This is an optimization exercise on Yosys and OpenROAD, whose aim is small area, a short achievable clock period and few clock cycles per item, not a production implementation.
The RTL was checked by simulation tests, not by an equivalence proof against the original design.

`flow/run.sh`:
```
#!/bin/bash
# synth_recipe.tcl (not shown) runs the flow's synth.tcl, then flattens the netlist and writes it again
# the make line also repeats each setting of config.mk as NAME=value (left out here)
make -C /OpenROAD-flow-scripts/flow DESIGN_CONFIG=/design/flow/config.mk WORK_HOME=/design/flow/orfs CLKGATE_MAP_FILE= SYNTH_SCRIPT=/design/flow/synth_recipe.tcl finish
```
`flow/config.mk`:
```
export PLATFORM = sky130hd
export DESIGN_NAME = MDU
export DESIGN_NICKNAME = MDU
export VERILOG_FILES = /design/flow/design.v
export SDC_FILE = /design/flow/constraint.sdc
export NUM_CORES = 4
export LEC_CHECK = 0
export CAP_MARGIN = 20
export CORE_MARGIN = 2
export CORE_UTILIZATION = 40
export SLEW_MARGIN = 20
```
`flow/constraint.sdc`:
```
create_clock -name core_clock -period 10.5 [get_ports {clock}]
set_input_delay 2.1000 -clock core_clock [delete_from_list [all_inputs] [get_ports {clock}]]
set_output_delay 2.1000 -clock core_clock [all_outputs]
set_load 0.01 [all_outputs]
```
`flow/design.v`:
```
module Multiplier(
  input          clock,
  input          reset,
  output         io_in_ready,
  input          io_in_valid,
  input  [64:0]  io_in_bits_0,
  input  [64:0]  io_in_bits_1,
  input          io_out_ready,
  output         io_out_valid,
  output [129:0] io_out_bits
);
  reg [64:0] _T;
  reg [64:0] _T_2;
  reg [129:0] _T_4;
  reg [129:0] _T_5;
  reg [129:0] _T_6;
  reg  _T_9;
  reg  _T_10;
  reg  _T_11;
  reg  _T_12;
  reg  busy;
  wire  _T_13 = ~busy;
  wire  _T_14 = io_in_valid & _T_13;
  wire  _GEN_0 = _T_14 | busy;
  assign io_in_ready = ~busy;
  assign io_out_valid = _T_12;
  assign io_out_bits = _T_6;
  always @(posedge clock) begin
    _T <= io_in_bits_0;
    _T_2 <= io_in_bits_1;
    _T_4 <= $signed(_T) * $signed(_T_2);
    _T_5 <= _T_4;
    _T_6 <= _T_5;
    _T_9 <= io_in_ready & io_in_valid;
    _T_10 <= _T_9;
    _T_11 <= _T_10;
    _T_12 <= _T_11;
    if (reset) begin
      busy <= 1'h0;
    end else if (io_out_valid) begin
      busy <= 1'h0;
    end else begin
      busy <= _GEN_0;
    end
  end
endmodule
module Divider(
  input          clock,
  input          reset,
  output         io_in_ready,
  input          io_in_valid,
  input  [63:0]  io_in_bits_0,
  input  [63:0]  io_in_bits_1,
  input          io_sign,
  output         io_out_valid,
  output [127:0] io_out_bits
);
  reg [2:0] state;
  wire  _T = state == 3'h0;
  wire  _T_1 = io_in_ready & io_in_valid;
  wire  newReq = _T & _T_1;
  wire  divBy0 = io_in_bits_1 == 64'h0;
  reg [128:0] shiftReg;
  wire [64:0] hi = shiftReg[128:64];
  wire [63:0] lo = shiftReg[63:0];
  wire  aSign = io_in_bits_0[63] & io_sign;
  wire [63:0] _T_4 = 64'h0 - io_in_bits_0;
  wire [63:0] aVal = aSign ? _T_4 : io_in_bits_0;
  wire  bSign = io_in_bits_1[63] & io_sign;
  wire [63:0] _T_7 = 64'h0 - io_in_bits_1;
  reg  aSignReg;
  wire  _T_8 = aSign ^ bSign;
  wire  _T_9 = ~divBy0;
  wire  _T_10 = _T_8 & _T_9;
  reg  qSignReg;
  reg [63:0] bReg;
  wire [64:0] _T_11 = {aVal,1'h0};
  reg [64:0] aValx2Reg;
  reg [5:0] value;
  wire  _T_12 = state == 3'h1;
  wire  _T_15 = |bReg[63:32];
  wire  _T_18 = |bReg[63:48];
  wire  _T_21 = |bReg[63:56];
  wire  _T_24 = |bReg[63:60];
  wire [1:0] _T_28 = bReg[62] ? 2'h2 : {{1'd0}, bReg[61]};
  wire [1:0] _T_29 = bReg[63] ? 2'h3 : _T_28;
  wire [1:0] _T_33 = bReg[58] ? 2'h2 : {{1'd0}, bReg[57]};
  wire [1:0] _T_34 = bReg[59] ? 2'h3 : _T_33;
  wire [1:0] _T_35 = _T_24 ? _T_29 : _T_34;
  wire [2:0] _T_36 = {_T_24,_T_35};
  wire  _T_39 = |bReg[55:52];
  wire [1:0] _T_43 = bReg[54] ? 2'h2 : {{1'd0}, bReg[53]};
  wire [1:0] _T_44 = bReg[55] ? 2'h3 : _T_43;
  wire [1:0] _T_48 = bReg[50] ? 2'h2 : {{1'd0}, bReg[49]};
  wire [1:0] _T_49 = bReg[51] ? 2'h3 : _T_48;
  wire [1:0] _T_50 = _T_39 ? _T_44 : _T_49;
  wire [2:0] _T_51 = {_T_39,_T_50};
  wire [2:0] _T_52 = _T_21 ? _T_36 : _T_51;
  wire [3:0] _T_53 = {_T_21,_T_52};
  wire  _T_56 = |bReg[47:40];
  wire  _T_59 = |bReg[47:44];
  wire [1:0] _T_63 = bReg[46] ? 2'h2 : {{1'd0}, bReg[45]};
  wire [1:0] _T_64 = bReg[47] ? 2'h3 : _T_63;
  wire [1:0] _T_68 = bReg[42] ? 2'h2 : {{1'd0}, bReg[41]};
  wire [1:0] _T_69 = bReg[43] ? 2'h3 : _T_68;
  wire [1:0] _T_70 = _T_59 ? _T_64 : _T_69;
  wire [2:0] _T_71 = {_T_59,_T_70};
  wire  _T_74 = |bReg[39:36];
  wire [1:0] _T_78 = bReg[38] ? 2'h2 : {{1'd0}, bReg[37]};
  wire [1:0] _T_79 = bReg[39] ? 2'h3 : _T_78;
  wire [1:0] _T_83 = bReg[34] ? 2'h2 : {{1'd0}, bReg[33]};
  wire [1:0] _T_84 = bReg[35] ? 2'h3 : _T_83;
  wire [1:0] _T_85 = _T_74 ? _T_79 : _T_84;
  wire [2:0] _T_86 = {_T_74,_T_85};
  wire [2:0] _T_87 = _T_56 ? _T_71 : _T_86;
  wire [3:0] _T_88 = {_T_56,_T_87};
  wire [3:0] _T_89 = _T_18 ? _T_53 : _T_88;
  wire [4:0] _T_90 = {_T_18,_T_89};
  wire  _T_93 = |bReg[31:16];
  wire  _T_96 = |bReg[31:24];
  wire  _T_99 = |bReg[31:28];
  wire [1:0] _T_103 = bReg[30] ? 2'h2 : {{1'd0}, bReg[29]};
  wire [1:0] _T_104 = bReg[31] ? 2'h3 : _T_103;
  wire [1:0] _T_108 = bReg[26] ? 2'h2 : {{1'd0}, bReg[25]};
  wire [1:0] _T_109 = bReg[27] ? 2'h3 : _T_108;
  wire [1:0] _T_110 = _T_99 ? _T_104 : _T_109;
  wire [2:0] _T_111 = {_T_99,_T_110};
  wire  _T_114 = |bReg[23:20];
  wire [1:0] _T_118 = bReg[22] ? 2'h2 : {{1'd0}, bReg[21]};
  wire [1:0] _T_119 = bReg[23] ? 2'h3 : _T_118;
  wire [1:0] _T_123 = bReg[18] ? 2'h2 : {{1'd0}, bReg[17]};
  wire [1:0] _T_124 = bReg[19] ? 2'h3 : _T_123;
  wire [1:0] _T_125 = _T_114 ? _T_119 : _T_124;
  wire [2:0] _T_126 = {_T_114,_T_125};
  wire [2:0] _T_127 = _T_96 ? _T_111 : _T_126;
  wire [3:0] _T_128 = {_T_96,_T_127};
  wire  _T_131 = |bReg[15:8];
  wire  _T_134 = |bReg[15:12];
  wire [1:0] _T_138 = bReg[14] ? 2'h2 : {{1'd0}, bReg[13]};
  wire [1:0] _T_139 = bReg[15] ? 2'h3 : _T_138;
  wire [1:0] _T_143 = bReg[10] ? 2'h2 : {{1'd0}, bReg[9]};
  wire [1:0] _T_144 = bReg[11] ? 2'h3 : _T_143;
  wire [1:0] _T_145 = _T_134 ? _T_139 : _T_144;
  wire [2:0] _T_146 = {_T_134,_T_145};
  wire  _T_149 = |bReg[7:4];
  wire [1:0] _T_153 = bReg[6] ? 2'h2 : {{1'd0}, bReg[5]};
  wire [1:0] _T_154 = bReg[7] ? 2'h3 : _T_153;
  wire [1:0] _T_158 = bReg[2] ? 2'h2 : {{1'd0}, bReg[1]};
  wire [1:0] _T_159 = bReg[3] ? 2'h3 : _T_158;
  wire [1:0] _T_160 = _T_149 ? _T_154 : _T_159;
  wire [2:0] _T_161 = {_T_149,_T_160};
  wire [2:0] _T_162 = _T_131 ? _T_146 : _T_161;
  wire [3:0] _T_163 = {_T_131,_T_162};
  wire [3:0] _T_164 = _T_93 ? _T_128 : _T_163;
  wire [4:0] _T_165 = {_T_93,_T_164};
  wire [4:0] _T_166 = _T_15 ? _T_90 : _T_165;
  wire [5:0] _T_167 = {_T_15,_T_166};
  wire [6:0] _GEN_18 = {{1'd0}, _T_167};
  wire [6:0] _T_168 = 7'h40 | _GEN_18;
  wire  _T_171 = |aValx2Reg[64];
  wire  _T_174 = |aValx2Reg[63:32];
  wire  _T_177 = |aValx2Reg[63:48];
  wire  _T_180 = |aValx2Reg[63:56];
  wire  _T_183 = |aValx2Reg[63:60];
  wire [1:0] _T_187 = aValx2Reg[62] ? 2'h2 : {{1'd0}, aValx2Reg[61]};
  wire [1:0] _T_188 = aValx2Reg[63] ? 2'h3 : _T_187;
  wire [1:0] _T_192 = aValx2Reg[58] ? 2'h2 : {{1'd0}, aValx2Reg[57]};
  wire [1:0] _T_193 = aValx2Reg[59] ? 2'h3 : _T_192;
  wire [1:0] _T_194 = _T_183 ? _T_188 : _T_193;
  wire [2:0] _T_195 = {_T_183,_T_194};
  wire  _T_198 = |aValx2Reg[55:52];
  wire [1:0] _T_202 = aValx2Reg[54] ? 2'h2 : {{1'd0}, aValx2Reg[53]};
  wire [1:0] _T_203 = aValx2Reg[55] ? 2'h3 : _T_202;
  wire [1:0] _T_207 = aValx2Reg[50] ? 2'h2 : {{1'd0}, aValx2Reg[49]};
  wire [1:0] _T_208 = aValx2Reg[51] ? 2'h3 : _T_207;
  wire [1:0] _T_209 = _T_198 ? _T_203 : _T_208;
  wire [2:0] _T_210 = {_T_198,_T_209};
  wire [2:0] _T_211 = _T_180 ? _T_195 : _T_210;
  wire [3:0] _T_212 = {_T_180,_T_211};
  wire  _T_215 = |aValx2Reg[47:40];
  wire  _T_218 = |aValx2Reg[47:44];
  wire [1:0] _T_222 = aValx2Reg[46] ? 2'h2 : {{1'd0}, aValx2Reg[45]};
  wire [1:0] _T_223 = aValx2Reg[47] ? 2'h3 : _T_222;
  wire [1:0] _T_227 = aValx2Reg[42] ? 2'h2 : {{1'd0}, aValx2Reg[41]};
  wire [1:0] _T_228 = aValx2Reg[43] ? 2'h3 : _T_227;
  wire [1:0] _T_229 = _T_218 ? _T_223 : _T_228;
  wire [2:0] _T_230 = {_T_218,_T_229};
  wire  _T_233 = |aValx2Reg[39:36];
  wire [1:0] _T_237 = aValx2Reg[38] ? 2'h2 : {{1'd0}, aValx2Reg[37]};
  wire [1:0] _T_238 = aValx2Reg[39] ? 2'h3 : _T_237;
  wire [1:0] _T_242 = aValx2Reg[34] ? 2'h2 : {{1'd0}, aValx2Reg[33]};
  wire [1:0] _T_243 = aValx2Reg[35] ? 2'h3 : _T_242;
  wire [1:0] _T_244 = _T_233 ? _T_238 : _T_243;
  wire [2:0] _T_245 = {_T_233,_T_244};
  wire [2:0] _T_246 = _T_215 ? _T_230 : _T_245;
  wire [3:0] _T_247 = {_T_215,_T_246};
  wire [3:0] _T_248 = _T_177 ? _T_212 : _T_247;
  wire [4:0] _T_249 = {_T_177,_T_248};
  wire  _T_252 = |aValx2Reg[31:16];
  wire  _T_255 = |aValx2Reg[31:24];
  wire  _T_258 = |aValx2Reg[31:28];
  wire [1:0] _T_262 = aValx2Reg[30] ? 2'h2 : {{1'd0}, aValx2Reg[29]};
  wire [1:0] _T_263 = aValx2Reg[31] ? 2'h3 : _T_262;
  wire [1:0] _T_267 = aValx2Reg[26] ? 2'h2 : {{1'd0}, aValx2Reg[25]};
  wire [1:0] _T_268 = aValx2Reg[27] ? 2'h3 : _T_267;
  wire [1:0] _T_269 = _T_258 ? _T_263 : _T_268;
  wire [2:0] _T_270 = {_T_258,_T_269};
  wire  _T_273 = |aValx2Reg[23:20];
  wire [1:0] _T_277 = aValx2Reg[22] ? 2'h2 : {{1'd0}, aValx2Reg[21]};
  wire [1:0] _T_278 = aValx2Reg[23] ? 2'h3 : _T_277;
  wire [1:0] _T_282 = aValx2Reg[18] ? 2'h2 : {{1'd0}, aValx2Reg[17]};
  wire [1:0] _T_283 = aValx2Reg[19] ? 2'h3 : _T_282;
  wire [1:0] _T_284 = _T_273 ? _T_278 : _T_283;
  wire [2:0] _T_285 = {_T_273,_T_284};
  wire [2:0] _T_286 = _T_255 ? _T_270 : _T_285;
  wire [3:0] _T_287 = {_T_255,_T_286};
  wire  _T_290 = |aValx2Reg[15:8];
  wire  _T_293 = |aValx2Reg[15:12];
  wire [1:0] _T_297 = aValx2Reg[14] ? 2'h2 : {{1'd0}, aValx2Reg[13]};
  wire [1:0] _T_298 = aValx2Reg[15] ? 2'h3 : _T_297;
  wire [1:0] _T_302 = aValx2Reg[10] ? 2'h2 : {{1'd0}, aValx2Reg[9]};
  wire [1:0] _T_303 = aValx2Reg[11] ? 2'h3 : _T_302;
  wire [1:0] _T_304 = _T_293 ? _T_298 : _T_303;
  wire [2:0] _T_305 = {_T_293,_T_304};
  wire  _T_308 = |aValx2Reg[7:4];
  wire [1:0] _T_312 = aValx2Reg[6] ? 2'h2 : {{1'd0}, aValx2Reg[5]};
  wire [1:0] _T_313 = aValx2Reg[7] ? 2'h3 : _T_312;
  wire [1:0] _T_317 = aValx2Reg[2] ? 2'h2 : {{1'd0}, aValx2Reg[1]};
  wire [1:0] _T_318 = aValx2Reg[3] ? 2'h3 : _T_317;
  wire [1:0] _T_319 = _T_308 ? _T_313 : _T_318;
  wire [2:0] _T_320 = {_T_308,_T_319};
  wire [2:0] _T_321 = _T_290 ? _T_305 : _T_320;
  wire [3:0] _T_322 = {_T_290,_T_321};
  wire [3:0] _T_323 = _T_252 ? _T_287 : _T_322;
  wire [4:0] _T_324 = {_T_252,_T_323};
  wire [4:0] _T_325 = _T_174 ? _T_249 : _T_324;
  wire [5:0] _T_326 = {_T_174,_T_325};
  wire [5:0] _T_327 = _T_171 ? 6'h0 : _T_326;
  wire [6:0] _T_328 = {_T_171,_T_327};
  wire [6:0] _T_330 = _T_168 - _T_328;
  wire  _T_331 = _T_330 >= 7'h3f;
  wire [6:0] _T_332 = _T_331 ? 7'h3f : _T_330;
  wire [6:0] _T_333 = divBy0 ? 7'h0 : _T_332;
  wire  _T_334 = state == 3'h2;
  wire [127:0] _GEN_19 = {{63'd0}, aValx2Reg};
  wire [127:0] _T_335 = _GEN_19 << value;
  wire  _T_336 = state == 3'h3;
  wire [64:0] _GEN_20 = {{1'd0}, bReg};
  wire  _T_337 = hi >= _GEN_20;
  wire [64:0] _T_339 = hi - _GEN_20;
  wire [64:0] _T_340 = _T_337 ? _T_339 : hi;
  wire [128:0] _T_343 = {_T_340[63:0],lo,_T_337};
  wire  _T_344 = value == 6'h3f;
  wire [5:0] _T_346 = value + 6'h1;
  wire  _T_348 = state == 3'h4;
  wire [5:0] _GEN_7 = _T_336 ? _T_346 : value;
  wire [5:0] _GEN_11 = _T_334 ? value : _GEN_7;
  wire [6:0] _GEN_12 = _T_12 ? _T_333 : {{1'd0}, _GEN_11};
  wire [6:0] _GEN_16 = newReq ? {{1'd0}, value} : _GEN_12;
  wire [63:0] r = hi[64:1];
  wire [63:0] _T_350 = 64'h0 - lo;
  wire [63:0] resQ = qSignReg ? _T_350 : lo;
  wire [63:0] _T_352 = 64'h0 - r;
  wire [63:0] resR = aSignReg ? _T_352 : r;
  assign io_in_ready = state == 3'h0;
  assign io_out_valid = state == 3'h4;
  assign io_out_bits = {resR,resQ};
  always @(posedge clock) begin
    if (reset) begin
      state <= 3'h0;
    end else if (newReq) begin
      state <= 3'h1;
    end else if (_T_12) begin
      state <= 3'h2;
    end else if (_T_334) begin
      state <= 3'h3;
    end else if (_T_336) begin
      if (_T_344) begin
        state <= 3'h4;
      end
    end else if (_T_348) begin
      state <= 3'h0;
    end
    if (!(newReq)) begin
      if (!(_T_12)) begin
        if (_T_334) begin
          shiftReg <= {{1'd0}, _T_335};
        end else if (_T_336) begin
          shiftReg <= _T_343;
        end
      end
    end
    if (newReq) begin
      aSignReg <= aSign;
    end
    if (newReq) begin
      qSignReg <= _T_10;
    end
    if (newReq) begin
      if (bSign) begin
        bReg <= _T_7;
      end else begin
        bReg <= io_in_bits_1;
      end
    end
    if (newReq) begin
      aValx2Reg <= _T_11;
    end
    if (reset) begin
      value <= 6'h0;
    end else begin
      value <= _GEN_16[5:0];
    end
  end
endmodule
module MDU(
  input         clock,
  input         reset,
  output        io_in_ready,
  input         io_in_valid,
  input  [63:0] io_in_bits_src1,
  input  [63:0] io_in_bits_src2,
  input  [6:0]  io_in_bits_func,
  output        io_out_valid,
  output [63:0] io_out_bits
);
  wire  mul_clock;
  wire  mul_reset;
  wire  mul_io_in_ready;
  wire  mul_io_in_valid;
  wire [64:0] mul_io_in_bits_0;
  wire [64:0] mul_io_in_bits_1;
  wire  mul_io_out_ready;
  wire  mul_io_out_valid;
  wire [129:0] mul_io_out_bits;
  wire  div_clock;
  wire  div_reset;
  wire  div_io_in_ready;
  wire  div_io_in_valid;
  wire [63:0] div_io_in_bits_0;
  wire [63:0] div_io_in_bits_1;
  wire  div_io_sign;
  wire  div_io_out_valid;
  wire [127:0] div_io_out_bits;
  wire  isDiv = io_in_bits_func[2];
  wire  _T_2 = ~io_in_bits_func[0];
  wire  isDivSign = isDiv & _T_2;
  wire  isW = io_in_bits_func[3];
  wire [64:0] _T_4 = {1'h0,io_in_bits_src1};
  wire [64:0] _T_6 = {io_in_bits_src1[63],io_in_bits_src1};
  wire  _T_10 = 2'h0 == io_in_bits_func[1:0];
  wire  _T_11 = 2'h1 == io_in_bits_func[1:0];
  wire  _T_12 = 2'h2 == io_in_bits_func[1:0];
  wire  _T_13 = 2'h3 == io_in_bits_func[1:0];
  wire [64:0] _T_14 = _T_10 ? _T_4 : 65'h0;
  wire [64:0] _T_15 = _T_11 ? _T_6 : 65'h0;
  wire [64:0] _T_16 = _T_12 ? _T_6 : 65'h0;
  wire [64:0] _T_17 = _T_13 ? _T_4 : 65'h0;
  wire [64:0] _T_18 = _T_14 | _T_15;
  wire [64:0] _T_19 = _T_18 | _T_16;
  wire [64:0] _T_23 = {1'h0,io_in_bits_src2};
  wire [64:0] _T_25 = {io_in_bits_src2[63],io_in_bits_src2};
  wire [64:0] _T_32 = _T_10 ? _T_23 : 65'h0;
  wire [64:0] _T_33 = _T_11 ? _T_25 : 65'h0;
  wire [64:0] _T_34 = _T_12 ? _T_23 : 65'h0;
  wire [64:0] _T_35 = _T_13 ? _T_23 : 65'h0;
  wire [64:0] _T_36 = _T_32 | _T_33;
  wire [64:0] _T_37 = _T_36 | _T_34;
  wire [31:0] _T_43 = io_in_bits_src1[31] ? 32'hffffffff : 32'h0;
  wire [63:0] _T_44 = {_T_43,io_in_bits_src1[31:0]};
  wire [63:0] _T_46 = {32'h0,io_in_bits_src1[31:0]};
  wire [63:0] _T_47 = isDivSign ? _T_44 : _T_46;
  wire [31:0] _T_52 = io_in_bits_src2[31] ? 32'hffffffff : 32'h0;
  wire [63:0] _T_53 = {_T_52,io_in_bits_src2[31:0]};
  wire [63:0] _T_55 = {32'h0,io_in_bits_src2[31:0]};
  wire [63:0] _T_56 = isDivSign ? _T_53 : _T_55;
  wire  _T_58 = ~isDiv;
  wire  _T_62 = io_in_bits_func[1:0] == 2'h0;
  wire [63:0] mulRes = _T_62 ? mul_io_out_bits[63:0] : mul_io_out_bits[127:64];
  wire [63:0] divRes = io_in_bits_func[1] ? div_io_out_bits[127:64] : div_io_out_bits[63:0];
  wire [63:0] res = isDiv ? divRes : mulRes;
  wire [31:0] _T_71 = res[31] ? 32'hffffffff : 32'h0;
  wire [63:0] _T_72 = {_T_71,res[31:0]};
  wire  _T_74 = io_in_ready & io_in_valid;
  reg  _T_75;
  wire  isDivReg = _T_74 ? isDiv : _T_75;
  Multiplier mul (
    .clock(mul_clock),
    .reset(mul_reset),
    .io_in_ready(mul_io_in_ready),
    .io_in_valid(mul_io_in_valid),
    .io_in_bits_0(mul_io_in_bits_0),
    .io_in_bits_1(mul_io_in_bits_1),
    .io_out_ready(mul_io_out_ready),
    .io_out_valid(mul_io_out_valid),
    .io_out_bits(mul_io_out_bits)
  );
  Divider div (
    .clock(div_clock),
    .reset(div_reset),
    .io_in_ready(div_io_in_ready),
    .io_in_valid(div_io_in_valid),
    .io_in_bits_0(div_io_in_bits_0),
    .io_in_bits_1(div_io_in_bits_1),
    .io_sign(div_io_sign),
    .io_out_valid(div_io_out_valid),
    .io_out_bits(div_io_out_bits)
  );
  assign io_in_ready = isDiv ? div_io_in_ready : mul_io_in_ready;
  assign io_out_valid = isDivReg ? div_io_out_valid : mul_io_out_valid;
  assign io_out_bits = isW ? _T_72 : res;
  assign mul_clock = clock;
  assign mul_reset = reset;
  assign mul_io_in_valid = io_in_valid & _T_58;
  assign mul_io_in_bits_0 = _T_19 | _T_17;
  assign mul_io_in_bits_1 = _T_37 | _T_35;
  assign mul_io_out_ready = 1'h1;
  assign div_clock = clock;
  assign div_reset = reset;
  assign div_io_in_valid = io_in_valid & isDiv;
  assign div_io_in_bits_0 = isW ? _T_47 : io_in_bits_src1;
  assign div_io_in_bits_1 = isW ? _T_56 : io_in_bits_src2;
  assign div_io_sign = isDiv & _T_2;
  always @(posedge clock) begin
    _T_75 <= io_in_bits_func[2];
  end
endmodule
```
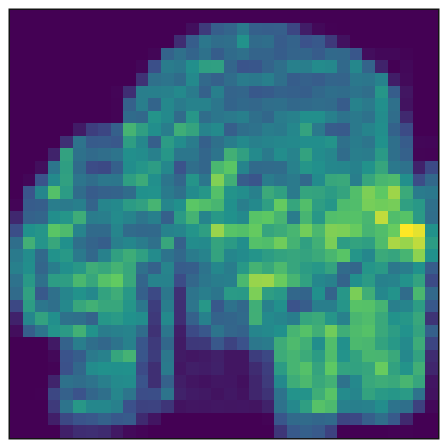
(images/metal_density.png)
The die is cut into 34 by 34 equal tiles; dark purple is low, yellow is high, scaled to the fullest tile. Values are wire area over tile area, all layers added.
The fullest tile reaches 0.66. The mean over all tiles is 0.23. The emptiest ninth of the die: north-west. 26% of the tiles are over half the peak.

==> flow_summary.ini <==
[status]
status = no timing/DRC/antenna violations

[worst_setup_path]
reg2reg_depth = 35
cp_common_cell = fa_1
crit_start = mul._T[2]$_DFF_P_
end_kind = flop
critPathRequiredTime_ns = 11.12
arrival_ns = 10.91
critPathTopFamily = adder cells
cp.depth = 35

[grt]
grt_antenna_before_repair = 86
grt_pass1_wl_um = 923000
grt_max_degree = 87
use_met3_pct = 4.17
grt_overflow = 0

[hold_path]
min_path_cells = 0
hp-start = mul._T_4[46]$_DFF_P_
min_to = mul._T_5[46]$_DFF_P_
hold_path_class = reg -> reg

[final_layout]
multi_input_area_share_pct = 72.8
num-multi-input-gates = 12900
final_cell_area_um2 = 193000
num-nets-final = 23900
buf_share_pct = 3.88
largest_reg_flops = 129
diodes = 78
inverters = 4173
signal_buffers = 750
clk_share_pct = 1.63
utilization_pct = 43.3
fin_cells = 24800
multi_input_area_um2 = 140000
final_common_cell = fa_1
fillers = 43400
largest_class = multi-input gates
drive_gt1_share_pct = 5.26
seq_share_pct = 9.64
seq_cells = 788

[synthesis]
yosys.area.top_type = fa_1
synthTopCellsByCount = fa_1, inv_1, nand2_1
yosysTopAreaCellShare_pct = 49.9
yosysUniqueCellTypes = 83
synthTopCellsByArea = fa_1, inv_1, and2_1
synthMuxAreaShare_pct = 1.65
synth_area_um2 = 179000
synthXorXnorAreaFrac_pct = 2.09

[sta]
finalSetupViolCount = 0
finalClockSkew_ns = 0.0736
tightest_slew_ns = 1.26
post-route-period-util_pct = 98.0
fin_tns_setup_ns = 0
setup_slack_ns = 0.213
layout_min_cycle_time_ns = 10.29
relSlewSlack_pct = 15.5

[clocking]
cts_buffers = 92
clock-sinks = 788
clkTransAtPathRegs_ns = 0.07
clk-insertion-delay-late_ns = 0.79
cts_buffer_depth = 3

[drt]
drtPass1Iterations = 6
wl_met1_um = 240000
drt-total-wl_um = 613000
ant_nets = 0
wl_met3_um = 47100

[place]
routabilityCongestion = 0.968
place_inst = 24600
post_dp_cell_area_um2 = 189000
place_ws_ns = -0.0676

[die]
initial_utilization_pct = 40.2
die_width_um = 674
pin_count = 204
num_rows = 245

[job]
maxCapViolations = 0
Testbench counts, summed over its fixed seeds: cycles 33,298, items 3,200.
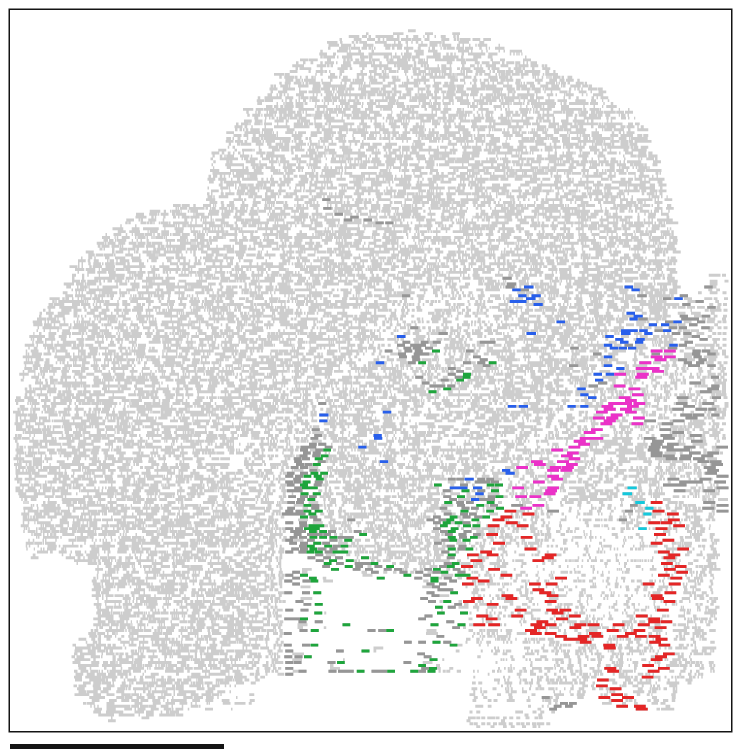
(images/flops_by_reg.png)
The bar under the picture is 200 µm long. Other sequential cells in the stronger grey, the rest of the logic in the fainter grey.
mul._T: marked blue, flops 65, where east. div.shiftReg: marked red, flops 129, where south-east. div.value: marked cyan, flops 6. mul._T_6: marked green, flops 128, where south. div.aValx2Reg: marked magenta, flops 64, where east.

-- port drivers added, routing unchanged --
In the flow no input, the clock included, has a driving cell. The finished layout below was timed again as built, in two steps.
Step 1: set_driving_cell puts a clkbuf_16 on clock and a buf_2 on each other input, an assumption about the parent block.
Step 2 moves the port delays by t, midway between the first and last clock arrival at a register: inputs arrive t later, outputs are due t later. That takes back most of the time a late clock gives input paths.
Slacks: ideal / step 1 / step 2; pairs: ideal / step 1.
t (ns): 0.846
setup WS [ns]: 0.213 / 0.213 / 0.213
latest minus earliest clock arrival (ns): 0.077 / 0.077
pins driven straight from the clock port: 1
After both steps this run still meets setup and hold. The setup slack of this run moves by 0.000 ns with the drivers and by 0.000 ns with both steps.
